Source: an optimization exercise on an open RTL-to-GDS flow (aim: small area). Production flows keep margins and buffers that such runs may drop.
The RTL was checked by simulation tests, not by an equivalence proof against the original design.
Not every run is shown, and edits may drop behaviour that the tests do not exercise.
Power figures rest on the tool's default switching activity, not on a simulated workload.

run_1/m1.png
Supply wires on this layer in gray.
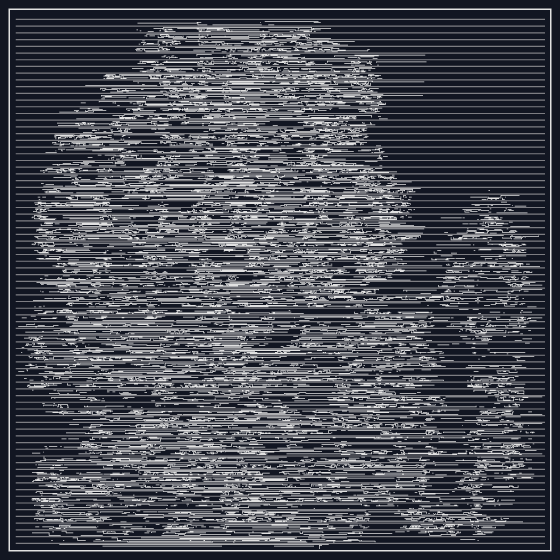
run_1/m2.png
Bar = 50 microns.
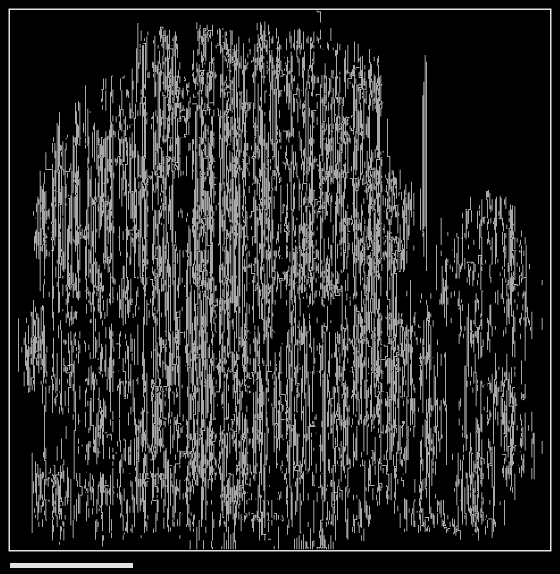
run_1/m3.png
Bar = 50 microns.
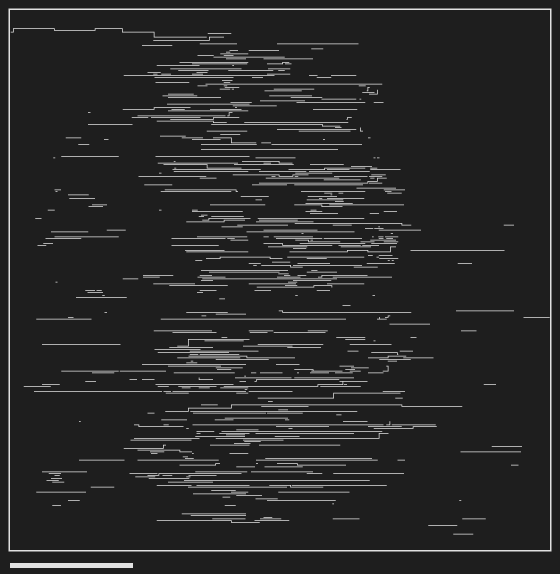
==> flow/design.v <==
`timescale 1ns / 1ps
module AProject2(led,lednext,switch,switchnext,btn, clk, rst, a, b, c, d, e, f, g, an
    );
input [3:0] btn; 
input [4:0] switch;
input [2:0] switchnext;
input clk; 
input rst;                                   
output a, b, c, d, e, f, g;  
output [3:0] an; 
output [4:0] led;
output [2:0] lednext;
reg a, b, c, d, e, f, g;  
reg [3:0] an;
reg slow_clock;
integer i;
integer count;
integer led_count;
integer guess;
integer guess_count;
integer guess_count2;
integer guess_count3;
reg countPL1;
reg countPL2;
reg countPL2values;
reg tempcount;
reg equaltemp;
reg freeze;
reg switchnextcount;
reg [4:0] led;
reg [2:0] lednext;
reg [4:0] dig;
reg [5:0] button0;
reg [5:0] button1;
reg [5:0] button2;
reg [5:0] button3;
reg [5:0] player1_0;
reg [5:0] player1_1;
reg [5:0] player1_2;
reg [5:0] player1_3;
reg [5:0] player2_0;
reg [5:0] player2_1;
reg [5:0] player2_2;
reg [5:0] player2_3;
reg [19:0] player1_full;
reg [19:0] player2_full;
wire slow_tick = (count > 900) && (slow_clock == 1'b0);
always @(posedge clk) 
begin
	if (rst)
	begin
		count<=0;
		slow_clock<=0;
	end
	else if (count > 900)
	begin
		count<=1;
		slow_clock<=~slow_clock;
	end
	else
		count<=count+1;
end
always @(posedge clk) 
if (rst)
begin
	a=0; b=0; c=0; d=0; e=0; f=0; g=0;
	an=0; led=0; lednext=0; dig=0;
	led_count=0;
	guess=0; guess_count=0; guess_count2=0; guess_count3=0;
	countPL1=0; countPL2=0; countPL2values=0;
	tempcount=0; equaltemp=0; freeze=0; switchnextcount=0;
	button0=0; button1=0; button2=0; button3=0;
	player1_0=0; player1_1=0; player1_2=0; player1_3=0;
	player2_0=0; player2_1=0; player2_2=0; player2_3=0;
	player1_full=0; player2_full=0;
end
else if (slow_tick)
begin
	if(freeze==0)
	begin
		led=switch;
		lednext=switchnext;
	end
	if (switch[4] == 0)                                 
	begin
		an=4'b 1111;
		button0=5'b00000;							
		button1=5'b10001;							
		button2=5'b00001;							
		button3=5'b00100;	
		countPL1=0;
		countPL2=0;
		countPL2values=0;
		tempcount=0;
		equaltemp=0;
		freeze=0;
		guess=0;
		guess_count=0;
		guess_count2=0;
		guess_count3=0;			
		player1_0=0;
		player1_1=0;
		player1_2=0;
		player1_3=0;
		player2_0=0;
		player2_1=0;
		player2_2=0;
		player2_3=0;
		player1_full=0;
		player2_full=0;			
	end
   else
		if(freeze==1)
		begin
			if (led_count > 5000) 
			begin 
				led_count=0;
				led=~led; 
				lednext=~lednext;
			end 
			led_count = led_count+1; 
		end
		if(switchnext[2]==1)								 
		begin
			if(switchnextcount==0)
			begin
				button0=player2_0;
				button1=player2_1;
				button2=player2_2;
				button3=player2_3;
				switchnextcount=1;
			end	
		end
		else
		begin
		switchnextcount=0;
		end
	 	if(switchnext[1]==0)									 
		begin
			if(countPL1==0)
			begin
				button0=5'b00000;
				button1=5'b10001;
				button2=5'b00001;
				button3=5'b00100;	
				countPL1=1;
				countPL2=0;
			end
		end
      begin 
			case (an)
				4'b 1110: an=4'b 1101;	
				4'b 1101: an=4'b 1011;  
				4'b 1011: an=4'b 0111;
				4'b 0111: an=4'b 1110;
				4'b 1111:an=4'b 0111;				
				default: an=1111; 
			endcase
			case (an)
				4'b 0111:  
				begin
					if(btn == 4'b0001)
					begin
						if(freeze==0)
						begin
							button0=switch;
							dig=button0;  
						end			
					end
					else
					begin
						dig=button0;
					end
				end
				4'b 1011: 
				begin
					if(btn == 4'b0010)
					begin
						if(freeze==0)
						begin								
							button1=switch;
							dig=button1;
						end
					end
					else
					begin
						dig=button1;
					end
				end	 
				4'b 1101: 
				begin
					if(btn == 4'b0100)
					begin
						if(freeze==0)
						begin								
							button2=switch;
							dig=button2;
						end
					end
					else
					begin
						dig=button2;
					end
				end
				4'b1110:  
				begin
					if(btn == 4'b1000)
					begin
						if(freeze==0)
						begin
							button3=switch;
							dig=button3;
						end
					end
					else
					begin
						dig=button3;
					end	
				end
			endcase
			if(switchnext[1]==1)														 
			begin
				if(countPL2==0)
				begin
					player1_0=button0;						     					 
					player1_1=button1;
					player1_2=button2;
					player1_3=button3;
					player1_full[4:0]=player1_0;
					player1_full[9:5]=player1_1;
					player1_full[14:10]=player1_2;
					player1_full[19:15]=player1_3;
					button0=5'b00000;
					button1=5'b10010;
					button2=5'b00001;
					button3=5'b00100;	
					countPL1=0;
					countPL2=1;
				end
				if(switchnext[0]==1)													 
				begin
					if(countPL2values==0)
					begin					
						player2_0=button0;						     					 
						player2_1=button1;
						player2_2=button2;
						player2_3=button3;
						player2_full[4:0]=player2_0;
						player2_full[9:5]=player2_1;
						player2_full[14:10]=player2_2;
						player2_full[19:15]=player2_3;								
						countPL2values=1;
					end
				end
				if(switchnext[0]==0)													 
				begin
					if(countPL2values==1)
					begin
						if(player2_full < player1_full)     					 
						begin
							button0=5'b 00000;
							button1=5'b 00011;
							button2=5'b 00001;
							button3=5'b 10010;
							guess=guess+1;
							countPL2values=0;
						end
						if(player2_full > player1_full)      					 
						begin
							button0=5'b 00000;
							button1=5'b 00101;
							button2=5'b 00010;
							button3=5'b 10010;
							guess=guess+1;
							countPL2values=0;
						end
						if(player2_full == player1_full)
						begin
							if(equaltemp==0)
							begin
								guess=guess+1;
								equaltemp=1;
							end
							if(guess>=1000 && guess<10000)
							begin
								guess=guess-1000;
								guess_count3=guess_count3+1;
							end												
							if(guess>=100 && guess<1000)
							begin
								guess=guess-100;
								guess_count2=guess_count2+1;
							end
							if(guess>=10 && guess<100)
							begin
								guess=guess-10;
								guess_count=guess_count+1;													
							end
							if(guess<10)
							begin
								if(tempcount==0)
								begin
									guess=guess+16;
									guess_count=guess_count+16;
									guess_count2=guess_count2+16;
									guess_count3=guess_count3+16;														
									tempcount=1;
								end
								button0=guess;
								button1=guess_count;
								button2=guess_count2;
								button3=guess_count3;
								led=0;
								lednext=0;
								countPL2values=0;
								freeze=1;
							end
						end											
					end
				end
			end
		end
		case (dig) 
		  5'b11111:  begin   
							a=0; b=1; c=1; d=1; e=0; f=0; g=0;  
						 end
		  5'b11110:  begin    
							a=0; b=1; c=1; d=0; e=0; f=0; g=0;  
						 end
		  5'b11101:  begin   
							a=1; b=0; c=0; d=0; e=0; f=1; g=0;  
						 end
		  5'b11100:  begin    
							a=0; b=1; c=1; d=0; e=0; f=0; g=1;  
						 end
		  5'b11011:  begin    
							a=1; b=1; c=0; d=0; e=0; f=0; g=0;  
						 end
		  5'b11010:  begin    
							a=0; b=0; c=0; d=1; e=0; f=0; g=0;  
						 end
		  5'b11001:  begin    
							a=0; b=0; c=0; d=1; e=1; f=0; g=0;  
						 end
		  5'b11000:  begin    
							a=0; b=0; c=0; d=0; e=0; f=0; g=0;  
						 end
		  5'b10111:  begin   
							a=0; b=0; c=0; d=1; e=1; f=1; g=1;  
						 end
		  5'b10110:  begin    
							a=0; b=1; c=0; d=0; e=0; f=0; g=0;  
						 end	
		  5'b10101:  begin    
							a=0; b=1; c=0; d=0; e=1; f=0; g=0;  
						 end
		  5'b10100:  begin    
							a=1; b=0; c=0; d=1; e=1; f=0; g=0;  
						 end
		  5'b10011:  begin    
							a=0; b=0; c=0; d=0; e=1; f=1; g=0;  
						 end 
		  5'b10010:  begin     
							a=0; b=0; c=1; d=0; e=0; f=1; g=0;    
						 end 
		  5'b10001:  begin     
							a=1; b=0; c=0; d=1; e=1; f=1; g=1;  
						 end 
		  5'b10000:  begin    
							a=0; b=0; c=0; d=0; e=0; f=0; g=1;  
						 end 
		  5'b00001:  begin    
							a=1; b=1; c=1; d=0; e=0; f=0; g=1;     
						 end
		  5'b00010:  begin    
							a=1; b=0; c=0; d=1; e=0; f=0; g=0;     
						 end	
		  5'b00011:  begin    
							a=1; b=1; c=0; d=0; e=0; f=1; g=0;     
						 end			 
		  5'b00100:  begin    
							a=0; b=0; c=1; d=1; e=0; f=0; g=0;     
						 end
		  5'b00101:  begin    
							a=1; b=1; c=1; d=1; e=0; f=1; g=1;     
						 end
		  5'b00110:  begin    
							a=1; b=0; c=0; d=0; e=0; f=0; g=1;     
						 end
		  5'b00111:  begin    
							a=0; b=1; c=0; d=0; e=1; f=0; g=1;     
						 end
		  5'b01000:  begin    
							a=1; b=0; c=0; d=0; e=1; f=0; g=0;     
						 end					 
		  5'b00000:  begin    
							a=1; b=1; c=1; d=1; e=1; f=1; g=1;      
						 end 	
		  default:  begin    
							a=1; b=1; c=1; d=1; e=1; f=1; g=1;  
						end 
		endcase 
	end
endmodule
==> flow/run.sh <==
#!/bin/bash
# synth_recipe.tcl (not shown) runs the flow's synth.tcl, then flattens the netlist and writes it again
# the make line also repeats each setting of config.mk as NAME=value (left out here)
make -C /OpenROAD-flow-scripts/flow DESIGN_CONFIG=/design/flow/config.mk WORK_HOME=/design/flow/orfs CLKGATE_MAP_FILE= SYNTH_SCRIPT=/design/flow/synth_recipe.tcl finish
==> flow/config.mk <==
export PLATFORM = sky130hd
export DESIGN_NAME = AProject2
export DESIGN_NICKNAME = AProject2
export VERILOG_FILES = /design/flow/design.v
export SDC_FILE = /design/flow/constraint.sdc
export NUM_CORES = 4
export LEC_CHECK = 0
export CAP_MARGIN = 20
export CORE_MARGIN = 2
export CORE_UTILIZATION = 40
export SLEW_MARGIN = 20
==> flow/constraint.sdc <==
create_clock -name core_clock -period 25.0 [get_ports {clk}]
set_input_delay 5.0000 -clock core_clock [delete_from_list [all_inputs] [get_ports {clk}]]
set_output_delay 5.0000 -clock core_clock [all_outputs]
set_load 0.01 [all_outputs]
==> impl_metrics.env, run 1 <==
export IMPL_ys_warn_count=1
export IMPL_rsz0062_at_grt="false"
export IMPL_crit_fanout=25
export IMPL_syn_avg_cell_area_sq_um=7.16
export IMPL_crit_buf_inv=6
export IMPL_hold_viol_final=0
export IMPL_firstDrtPassIters=8
export IMPL_switching_share_pct=26.0
export IMPL_hpwl_mm=51.7
export IMPL_cts_tree="yes"
export IMPL_slew_violations=0
export IMPL_synth_top_family_by_area="simple AND/OR/NAND/NOR gates"
export IMPL_cpMostUsedCell="nand3_1"
export IMPL_rr_worst_depth=52
export IMPL_nFillCells=4761
export IMPL_root_buffer="clkbuf_16"
export IMPL_synth_cell_type_count=99
export IMPL_cts_resized_gates=0
export IMPL_syn2layout_area_growth_pct=8.78
export IMPL_cp_required_ns=25.47
export IMPL_top_usage_layer="met2"
export IMPL_grt_pass1_vias=18400
export IMPL_dieArea_sq_um=47800
export IMPL_start_kind="input pin"
export IMPL_setup_viol_count_final=0
export IMPL_sequentialPowerShare_pct=44.1
export IMPL_max_slew_margin_pct=19.6
export IMPL_hold_depth=2
export IMPL_grt_max_degree=97
export IMPL_cts_sinks=223
export IMPL_clock_latency_ns=0.58
export IMPL_synth_edf_count=0
export IMPL_stdcell_area_sq_um=20100
export IMPL_ir_drop_uv=46.5
export IMPL_power_frac_comb_pct=7.4
export IMPL_critPathLaunch="switchnext[1]"
export IMPL_coreArea_sq_um=45500
export IMPL_numCtsBuffers=27
export IMPL_period_share_pct=84.4
export IMPL_grt_pass1_wl_mm=108
export IMPL_htree_levels=1
export IMPL_ys_ff_latch=223
export IMPL_slowest_delay_ns=1.03
export IMPL_synth_flop_cell="dfxtp_1"
export IMPL_cap_violations=0
export IMPL_crit_type="input pin to register"
export IMPL_seq_area_frac_synth_pct=24.2
export IMPL_start_util_pct=40.5
export IMPL_drive_above_1_share_pct=5.39
export IMPL_met1_length_mm=31.3
export IMPL_highest_layer="met4"
export IMPL_power_switching_uw=210
export IMPL_synth_area_sq_um=18400
export IMPL_r2r_start="freeze$_SDFFE_PP0P_"
export IMPL_post_cts_repair_setup_buffers=0
export IMPL_fin_nets=2577
export IMPL_die_h_microns=219
export IMPL_post_route_drc_count=0
export IMPL_crit_cells=53
export IMPL_final_common_cell="nor2_1"
export IMPL_status="no timing/DRC/antenna violations"
export IMPL_stdcell_count=3142
export IMPL_fin_skew_ns=0.0175
export IMPL_path_delay_family="simple AND/OR/NAND/NOR gates"
export IMPL_holdCritStartpoint="a$_SDFFE_PP0P_"
export IMPL_hold_end="a$_SDFFE_PP0P_"
export IMPL_clkTransAtPathRegs_ns=0.06
export IMPL_final_cell_mix="nor2_1 (344), nand2_1 (333), dfxtp_1 (223), a21oi_1 (154), xnor2_1 (141)"
export IMPL_hp_class="register to register"
export IMPL_drtIter0Drc=2440
export IMPL_p_per_area_nw_per_um2=40.2
export IMPL_pin_count=33
export IMPL_crit_path_end_kind="register"
export IMPL_internal_power_uw=597
export IMPL_routed_via_density=6.36
export IMPL_synthCells=2576
export IMPL_slowest_stage="clkdlybuf4s50_1"
export IMPL_tightest_slew_ns=1.20
export IMPL_ant_nets=0
export IMPL_synth_async_reset_ratio_pct=0
export IMPL_cts_hold_buf=0
export IMPL_wl_met3_mm=7.34
export IMPL_p_leak_uw=0.00682
export IMPL_grtUsageMet1_pct=41.4
export IMPL_track_usage_pct=28.6
export IMPL_die_width_microns=219
export IMPL_synth_xor_area_share_pct=9.91
export IMPL_ctsLongestPathBuffers=3
export IMPL_syn_num_nets=2630
export IMPL_port_buffers=32
Notes on m1.png above:
The layer carries 31.3 mm of wire. 2478 nets have wire on it.

Notes on m2.png above:
The layer holds 42% of the routed length. The layer carries 29.3 mm of wire. The wires run mostly vertical. The longest straight run is 84.7 microns.
met2 Resource Use GR: 42.9%
vias: 20000
final WL: 70.0 mm

Notes on m3.png above:
The layer carries 7340 microns of wire. The layer holds 10% of the routed length. The wires run mostly horizontal.
met3 usage: 5.02%

[run 1: cells in the mapped netlist (20+ instances only)]
cell	n	share of area, %
nor2_1	347	7.1
nand2_1	333	6.8
dfxtp_1	223	24
a21oi_1	154	4.2
xnor2_1	141	6.7
clkbuf_1	124	2.5
nand3_1	119	3.2
o21ai_0	110	3.0
xor2_1	65	3.1
nand4_1	61	2.1
nor3_1	61	1.7
nor4_1	53	1.8
a22oi_1	49	2.0
mux2i_1	49	2.7
inv_1	46	0.94
and3_1	42	1.4
ha_1	40	2.7
and2_1	32	1.1
a211oi_1	25	1.0
a31oi_1	25	0.85
or3_1	24	0.81
o21ai_1	23	0.62
a2bb2oi_1	21	1.0
o211ai_1	20	0.81
[run 1: power by group through the flow]
stage	clock network [uW]	registers, uW	logic [uW]
final	391	356	60.0
after global placement	0	364	57.9
after CTS	399	356	58.4
after floorplan	0	364	39.0
after detailed placement	0	364	58.2
after global routing	413	356	63.8
[run 1: through the flow]
| step | total power (uW) | setup WS, ns | hold WS, ns |
|---|---|---|---|
| after floorplan | 403 | 5.38 | 0.432 |
| after CTS | 813 | 4.21 | 0.453 |
| after global placement | 422 | 3.88 | 0.441 |
| after detailed placement | 422 | 3.68 | 0.447 |
| after global routing | 833 | 2.65 | 0.479 |
| final | 807 | 3.91 | 0.452 |
[run 1: registers in the layout, indices dropped and copies added (netlist names), 4 cells and up]
| register | count |
|---|---|
| player1_full | 20 |
| led_count | 32 |
| guess_count3 | 5 |
| led | 5 |
| dig | 5 |
| count | 32 |
| player2_0 | 5 |
| player2_full | 20 |
| player2_3 | 5 |
| player2_1 | 5 |
| an | 4 |
| guess_count2 | 5 |
| button0 | 5 |
| button3 | 5 |
| guess | 32 |
| guess_count | 5 |
| button2 | 5 |
| player2_2 | 5 |
| button1 | 5 |
[run 1: cell type report]
| cell class | instances | area (sq um) | area share, % |
|---|---|---|---|
| clock buffers | 37 | 733 | 3.66 |
| flip-flops and latches | 223 | 4460 | 22.3 |
| inverters | 47 | 176 | 0.879 |
| clock inverters | 9 | 114 | 0.568 |
| repair buffers | 67 | 586 | 2.92 |
| well taps | 600 | 751 | 3.74 |
| diodes | 2 | 5.00 | 0.0250 |
| multi-input cells | 2157 | 13200 | 66.0 |
run_1/clock_nets.png
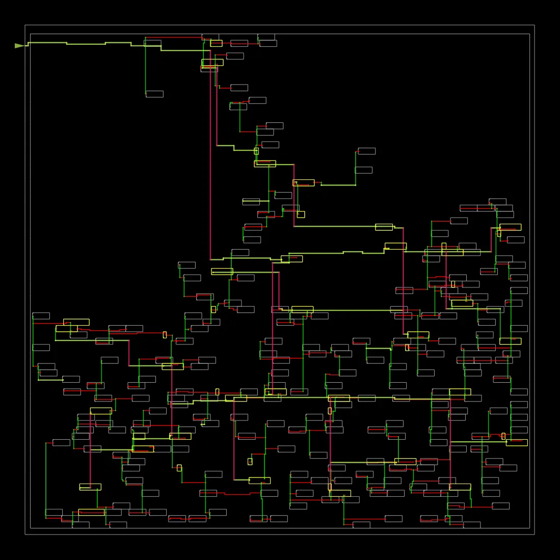

## Run 2: files that changed since run 1, shown whole
==> flow/design.v <==
`timescale 1ns / 1ps
module AProject2(led,lednext,switch,switchnext,btn, clk, rst, a, b, c, d, e, f, g, an);
input [3:0] btn;
input [4:0] switch;
input [2:0] switchnext;
input clk;
input rst;
output a, b, c, d, e, f, g;
output [3:0] an;
output [4:0] led;
output [2:0] lednext;
reg [3:0] an;
reg [4:0] led;
reg [2:0] lednext;
reg [10:0] cnt;
wire tick = (cnt == 11'd901);
always @(posedge clk)
	if (rst || cnt == 11'd1801) cnt <= 11'd0;
	else cnt <= cnt + 11'd1;
reg [4:0] b0, b1, b2, b3;           
reg [19:0] p1, p2;                  
reg [4:0] dx;                       
reg gT;                             
reg [3:0] gTh, gH, gTe, gO;
reg [4:0] gc1, gc2, gc3;
reg frz, eqt, tc, cpl1, cpl2, cpv, snc;
reg [12:0] lc;
localparam [19:0] T1 = {5'b00100, 5'b00001, 5'b10001, 5'b00000};    
localparam [19:0] T2 = {5'b00100, 5'b00001, 5'b10010, 5'b00000};    
localparam [19:0] TLO = {5'b10010, 5'b00001, 5'b00011, 5'b00000};   
localparam [19:0] THI = {5'b10010, 5'b00010, 5'b00101, 5'b00000};   
wire R = ~switch[4];
wire F = frz & ~R;
wire S2L = switchnext[2] & ~snc;
wire P1T = ~switchnext[1] & ~(cpl1 & ~R);
wire C2 = switchnext[1] & ~(cpl2 & ~R);
wire cpvR = cpv & ~R;
wire cap2 = switchnext[1] & switchnext[0] & ~cpvR;
wire cmp = switchnext[1] & ~switchnext[0] & cpvR;
wire [3:0] an_n = R ? 4'b0111 :
	(an == 4'b1110) ? 4'b1101 : (an == 4'b1101) ? 4'b1011 :
	(an == 4'b1011) ? 4'b0111 : (an == 4'b0111) ? 4'b1110 : 4'b0111;
wire [3:0] ksel = ~an_n;               
wire [3:0] kb = {ksel[0], ksel[1], ksel[2], ksel[3]};    
wire hit = (btn == kb);
wire load = hit & ~F;
wire [19:0] bold = {b3, b2, b1, b0};
wire [19:0] bs4 = P1T ? T1 : S2L ? (R ? 20'd0 : p2) : R ? T1 : bold;
wire [19:0] lmask = {{5{kb[3]}}, {5{kb[2]}}, {5{kb[1]}}, {5{kb[0]}}};
wire [19:0] bs6 = load ? ((bs4 & ~lmask) | ({4{switch}} & lmask)) : bs4;
wire [4:0] sel4 = ({5{kb[0]}} & bs4[4:0]) | ({5{kb[1]}} & bs4[9:5]) |
                  ({5{kb[2]}} & bs4[14:10]) | ({5{kb[3]}} & bs4[19:15]);
wire [4:0] dig = load ? switch : (hit & F) ? (dx ^ 5'b11000) : sel4;
wire [19:0] p1n = C2 ? bs6 : R ? 20'd0 : p1;
wire [19:0] bs7 = C2 ? T2 : bs6;
wire [19:0] p2n = cap2 ? bs7 : R ? 20'd0 : p2;
wire lt = p2 < p1n;
wire eq = p2 == p1n;
wire eqtR = eqt & ~R;
wire tcR = tc & ~R;
wire [16:0] g0 = R ? 17'd0 : {gT, gTh, gH, gTe, gO};
wire doinc = cmp & (~eq | ~eqtR);
wire [16:0] g1 = doinc ? inc(g0) : g0;
wire [4:0] gc1x = R ? 5'd0 : gc1;
wire [4:0] c2 = R ? 5'd0 : gc2;
wire [4:0] c3 = R ? 5'd0 : gc3;
wire t0 = ~g1[16];
wire nz3 = g1[15:12] != 0, nz2 = g1[11:8] != 0, nz1 = g1[7:4] != 0;
wire s3 = t0 & nz3;
wire [3:0] th_a = s3 ? g1[15:12] - 4'd1 : g1[15:12];
wire z3 = th_a == 0;
wire s2 = t0 & z3 & nz2;
wire [3:0] h_a = s2 ? g1[11:8] - 4'd1 : g1[11:8];
wire z2 = h_a == 0;
wire s1 = t0 & z3 & z2 & nz1;
wire [3:0] te_a = s1 ? g1[7:4] - 4'd1 : g1[7:4];
wire fin = t0 & z3 & z2 & (te_a == 0);
wire [4:0] gc1_a = gc1x + s1, gc2_a = c2 + s2, gc3_a = c3 + s3;
wire add16 = fin & ~tcR;
wire [3:0] o = g1[3:0];
wire [16:0] gconv = add16 ? {1'b0, 4'd0, 4'd0, (o < 4'd4) ? 4'd1 : 4'd2, (o < 4'd4) ? o + 4'd6 : o - 4'd4}
                          : {g1[16], th_a, h_a, te_a, o};
wire [4:0] gc1_f = gc1_a ^ {add16, 4'd0};
wire [4:0] gc2_f = gc2_a ^ {add16, 4'd0};
wire [4:0] gc3_f = gc3_a ^ {add16, 4'd0};
wire win = cmp & eq;
wire fwin = win & fin;
wire [19:0] bfin = {gc3_f, gc2_f, gc1_f, ~tcR, o};
wire [19:0] bn = (cmp & ~eq) ? (lt ? TLO : THI) : fwin ? bfin : bs7;
wire lcend = lc > 13'd5000;
wire blink = ~R & frz;
always @(posedge clk)
if (rst) begin
	an <= 0; led <= 0; lednext <= 0; dx <= 0; lc <= 0;
	{b3, b2, b1, b0} <= 0; p1 <= 0; p2 <= 0;
	{gT, gTh, gH, gTe, gO} <= 0; gc1 <= 0; gc2 <= 0; gc3 <= 0;
	frz <= 0; eqt <= 0; tc <= 0; cpl1 <= 0; cpl2 <= 0; cpv <= 0; snc <= 0;
end
else if (tick) begin
	an <= an_n;
	dx <= dig ^ 5'b11000;
	{b3, b2, b1, b0} <= bn;
	p1 <= p1n;
	p2 <= p2n;
	snc <= switchnext[2];
	cpl1 <= ~switchnext[1];
	cpl2 <= switchnext[1];
	cpv <= cap2 | (cpvR & ~(cmp & (~eq | fin)));
	if (win) begin
		{gT, gTh, gH, gTe, gO} <= gconv;
		gc1 <= gc1_f; gc2 <= gc2_f; gc3 <= gc3_f;
	end else begin
		{gT, gTh, gH, gTe, gO} <= g1;
		gc1 <= gc1x; gc2 <= c2; gc3 <= c3;
	end
	eqt <= eqtR | win;
	tc <= tcR | fwin;
	frz <= F | fwin;
	if (blink) lc <= lcend ? 13'd1 : lc + 13'd1;
	if (fwin) begin
		led <= 0; lednext <= 0;
	end else if (!frz) begin
		led <= switch; lednext <= switchnext;
	end else if (blink & lcend) begin
		led <= ~led; lednext <= ~lednext;
	end
end
function [16:0] inc;
	input [16:0] v;
	reg [3:0] o, te, h, th; reg t;
	begin
		{t, th, h, te, o} = v;
		if (o != 4'd9) o = o + 4'd1;
		else begin
			o = 0;
			if (te != 4'd9) te = te + 4'd1;
			else begin
				te = 0;
				if (h != 4'd9) h = h + 4'd1;
				else begin
					h = 0;
					if (th != 4'd9) th = th + 4'd1;
					else begin th = 0; t = 1; end
				end
			end
		end
		inc = {t, th, h, te, o};
	end
endfunction
wire [4:0] dv = dx ^ 5'b11000;
reg [6:0] seg;
assign {a, b, c, d, e, f, g} = seg;
always @* begin
	case (dv)
		5'b11111: seg = 7'b0111000;
		5'b11110: seg = 7'b0110000;
		5'b11101: seg = 7'b1000010;
		5'b11100: seg = 7'b0110001;
		5'b11011: seg = 7'b1100000;
		5'b11010: seg = 7'b0001000;
		5'b11001: seg = 7'b0001100;
		5'b11000: seg = 7'b0000000;
		5'b10111: seg = 7'b0001111;
		5'b10110: seg = 7'b0100000;
		5'b10101: seg = 7'b0100100;
		5'b10100: seg = 7'b1001100;
		5'b10011: seg = 7'b0000110;
		5'b10010: seg = 7'b0010010;
		5'b10001: seg = 7'b1001111;
		5'b10000: seg = 7'b0000001;
		5'b00001: seg = 7'b1110001;
		5'b00010: seg = 7'b1001000;
		5'b00011: seg = 7'b1100010;
		5'b00100: seg = 7'b0011000;
		5'b00101: seg = 7'b1111011;
		5'b00110: seg = 7'b1000001;
		5'b00111: seg = 7'b0100101;
		5'b01000: seg = 7'b1000100;
		default:  seg = 7'b1111111;
	endcase
end
endmodule
==> flow/config.mk <==
export PLATFORM = sky130hd
export DESIGN_NAME = AProject2
export DESIGN_NICKNAME = AProject2
export VERILOG_FILES = /design/flow/design.v
export SDC_FILE = /design/flow/constraint.sdc
export NUM_CORES = 4
export LEC_CHECK = 0
export ABC_AREA = 1
export CAP_MARGIN = 20
export CORE_MARGIN = 2
export CORE_UTILIZATION = 40
export SLEW_MARGIN = 20
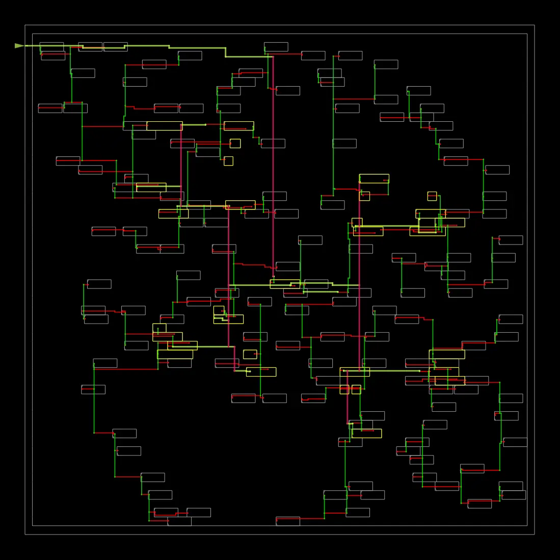
run_2/clock_nets.png
final-layout clock buffer total: 17
clock latency (worst-skew pair): 0.44 ns
FFs & Latches: 140

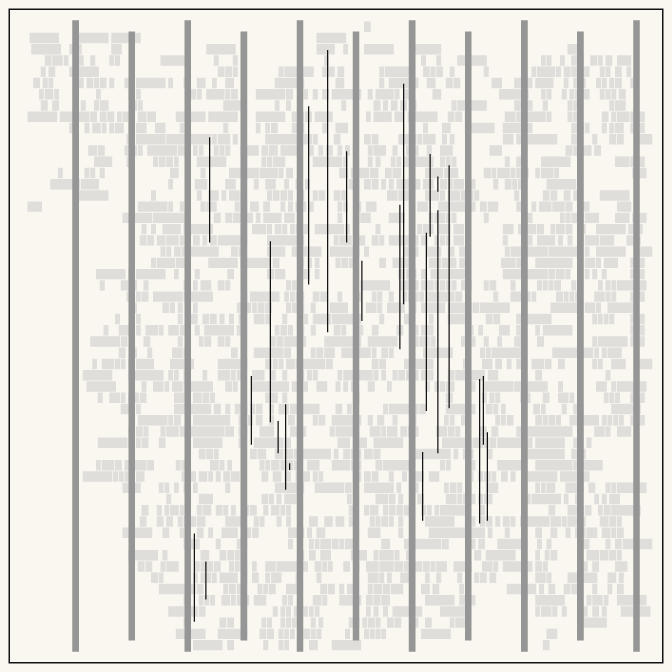
run_2/m4.png
Supply wires on this layer in gray. Cells faint in the background.
The layer holds 2.2% of the routed length. The layer carries 650 microns of wire. The longest straight run is 68.0 microns.

==> run 2 against run 1 <==
Effect of this change: sequential power fell by 37%; via count decreased by 51%; cell count shrank 43%; hold slack worse by 0.0011 ns; fmax rose by 61%; wire length down 58%; synthesized cell count decreased by 43%; count of clock-buffer cells in the layout is 20 lower; combinational power shrank 47%; design area fell by 47%; largest power group unchanged; highest routed layer unchanged.
==> impl_metrics.env, run 2 <==
export IMPL_grtUsageMet1_pct=32.4
export IMPL_synthTopCellsByCount="nand2_1 (319), inv_1 (190), nor2_1 (161), a21oi_1 (156), dfxtp_1 (140)"
export IMPL_synth_cell_type_count=52
export IMPL_track_usage_pct=24.3
export IMPL_p_leak_uw=0.00436
export IMPL_critPathLaunch="switch[4]"
export IMPL_cts_hold_buf=0
export IMPL_root_buffer="clkbuf_16"
export IMPL_crit_fanout=53
export IMPL_stdcell_count=1796
export IMPL_dpl_cell_count=1765
export IMPL_top_usage_layer="met2"
export IMPL_crit_path_end_kind="register"
export IMPL_rows=56
export IMPL_cp_required_ns=25.33
export IMPL_grt_pass1_vias=9277
export IMPL_final_cell_mix="nand2_1 (317), inv_1 (190), nor2_1 (160), a21oi_1 (155), dfxtp_1 (140)"
export IMPL_seq_area_frac_synth_pct=29.6
export IMPL_max_slew_margin_pct=29.5
export IMPL_htree_levels=4
export IMPL_ys_warn_count=1
export IMPL_ctsLongestPathBuffers=2
export IMPL_grt_pass1_wl_mm=48.0
export IMPL_slew_violations=0
export IMPL_synth_area_sq_um=9450
export IMPL_firstDrtPassIters=6
export IMPL_fin_nets=1517
export IMPL_wire_per_inst_microns=16.3
export IMPL_post_cts_repair_setup_buffers=0
export IMPL_routed_via_density=5.46
export IMPL_ant_nets=0
export IMPL_cts_sinks=140
export IMPL_start_util_pct=40.5
export IMPL_met3_usage_pct=4.74
export IMPL_use_met2_pct=39.7
export IMPL_max_freq_mhz=76.5
export IMPL_n_antenna_cell=0
export IMPL_routed_wl_mm=29.3
export IMPL_hpwl_mm=20.3
export IMPL_slowest_delay_ns=0.78
export IMPL_rsz0062_at_grt="false"
export IMPL_vias=9814
export IMPL_synth_async_reset_ratio_pct=0
export IMPL_syn_num_nets=1519
export IMPL_fin_skew_ns=0.0136
export IMPL_fin_setup_tns_ns=0
export IMPL_cpMostUsedCell="nand2_1"
export IMPL_drive_above_1_share_pct=6.23
export IMPL_syn2layout_area_growth_pct=12.4
export IMPL_crit_type="input pin to register"
export IMPL_ys_ff_latch=140
export IMPL_synthCells=1467
export IMPL_die_h_microns=158
export IMPL_final_common_cell="nand2_1"
export IMPL_die_width_microns=158
export IMPL_numCtsBuffers=17
export IMPL_dieArea_sq_um=24900
export IMPL_drtIter0Drc=970
export IMPL_ir_drop_uv=40.3
export IMPL_period_share_pct=52.3
export IMPL_holdCritStartpoint="lc[12]$_SDFFE_PP0P_"
export IMPL_r2r_start="an[3]$_SDFFE_PP0P_"
export IMPL_synth_most_common_cell="nand2_1"
export IMPL_synth_top_family_by_area="simple AND/OR/NAND/NOR gates"
export IMPL_setup_viol_count_final=0
export IMPL_hold_viol_final=0
export IMPL_yosysTopAreaCellShare_pct=29.6
export IMPL_synth_xor_area_share_pct=1.95
export IMPL_pin_count=33
export IMPL_synth_edf_count=0
export IMPL_synth_area_leader_cell="dfxtp_1"
export IMPL_hp_class="register to register"
export IMPL_slowest_stage="nor4_2"
export IMPL_post_route_drc_count=0
export IMPL_syn_avg_cell_area_sq_um=6.44
export IMPL_synth_flop_cell="dfxtp_1"
export IMPL_status="no timing/DRC/antenna violations"
export IMPL_ys_top_cells_by_area="dfxtp_1 (30%), nand2_1 (13%), a21oi_1 (8.3%)"
export IMPL_grt_max_degree=77
export IMPL_clkTransAtPathRegs_ns=0.07
export IMPL_start_kind="input pin"
export IMPL_coreArea_sq_um=23300
export IMPL_tightest_slew_ns=1.05
export IMPL_cts_tree="yes"
export IMPL_port_buffers=32
export IMPL_p_per_area_nw_per_um2=50.5
export IMPL_cap_violations=0
export IMPL_cts_resized_gates=0
==> run 2: critical path, delay by kind of cell <==
family | cells | cell delay [ns]
AO/OA/AOI/OAI | 4 | 0.74
AND/OR/NAND/NOR | 29 | 5.56
adder cells (fa/ha/maj) | 2 | 0.48
buffers and inverters | 8 | 1.31
XOR/XNOR | 1 | 0.23
==> run 2: through the flow <==
step,instance area [sq um],utilization [%],hold slack [ns],setup WS (ns),total power [uW]
CTS,10600,45.5,0.459,12.08,540
detailed placement,9990,42.8,0.449,11.69,260
floorplan,9450,-,0.430,14.03,248
global route,10600,45.5,0.468,10.95,553
finish,10600,45.5,0.451,11.92,536
global placement,9990,42.8,0.440,11.98,260
==> run 2: power by group <==
part / switching (uW) / internal [uW]
sequential: 0.455 / 223
clock: 112 / 169
combinational: 23.1 / 8.60
total: 136 / 401
==> run 2: final cells by class <==
class / count / area, sq um
Inverter: 197 / 739
Clock inverter: 14 / 208
Clock buffer: 17 / 425
Fill cell: 2468 / 12700
Multi-Input combinational cell: 1062 / 5630
Sequential cell: 140 / 2800
Tap cell: 319 / 399
Timing Repair Buffer: 47 / 423
==> run 2: cells by family after synthesis <==
family	Yosys count
buffers and inverters	265
AND/OR/NAND/NOR	608
multiplexers	7
adder cells (fa/ha/maj)	38
AO/OA/AOI/OAI	388
XOR/XNOR	21
flip-flops	140
==> run 2: per-layer routing <==
metal	vias up	wire length (microns)
met5	-	0
met4	0	650
met3	52	1790
met2	291	13300
met1	4551	13500
li1	4920	-
==> run 2: worst paths after layout <==
path	cells after the start	end
hold reg to reg	2	lc[12]$_SDFFE_PP0P_
setup reg to reg	44	led[0]$_SDFFE_PP0P_
hold / removal	2	lc[12]$_SDFFE_PP0P_
setup / recovery	44	led[0]$_SDFFE_PP0P_

## re-timing with driven ports
How much do the figures lean on ideal ports? The routed layouts below were timed once more, with nothing changed but the port constraints.
Step 1 sets driving cells, clkbuf_16 on the clock port and buf_2 on the other inputs (assumed; they add their load-dependent delay and slew).
Step 2 adds t to the input delays and takes it off the output delays; t is the mean of the earliest and latest rising clock arrival at the registers after step 1. Input paths then give back, and output paths get back, about the clock's delay inside the block.
Three values: ideal ports, drivers, drivers and shift; two values: the first two.
run	t (ns)	slack for setup (ns)	worst setup path after step 2	latest minus earliest clock arrival (ns)
run 1	0.632	3.911 / 3.945 / 3.313	input to register	0.018 / 0.018
run 2	0.477	11.924 / 11.952 / 11.475	input to register	0.013 / 0.014
After both steps setup and hold are still met in every run listed. The setup slack of run 1, which loses most, moves by +0.034 ns with the drivers and by -0.598 ns with both steps.
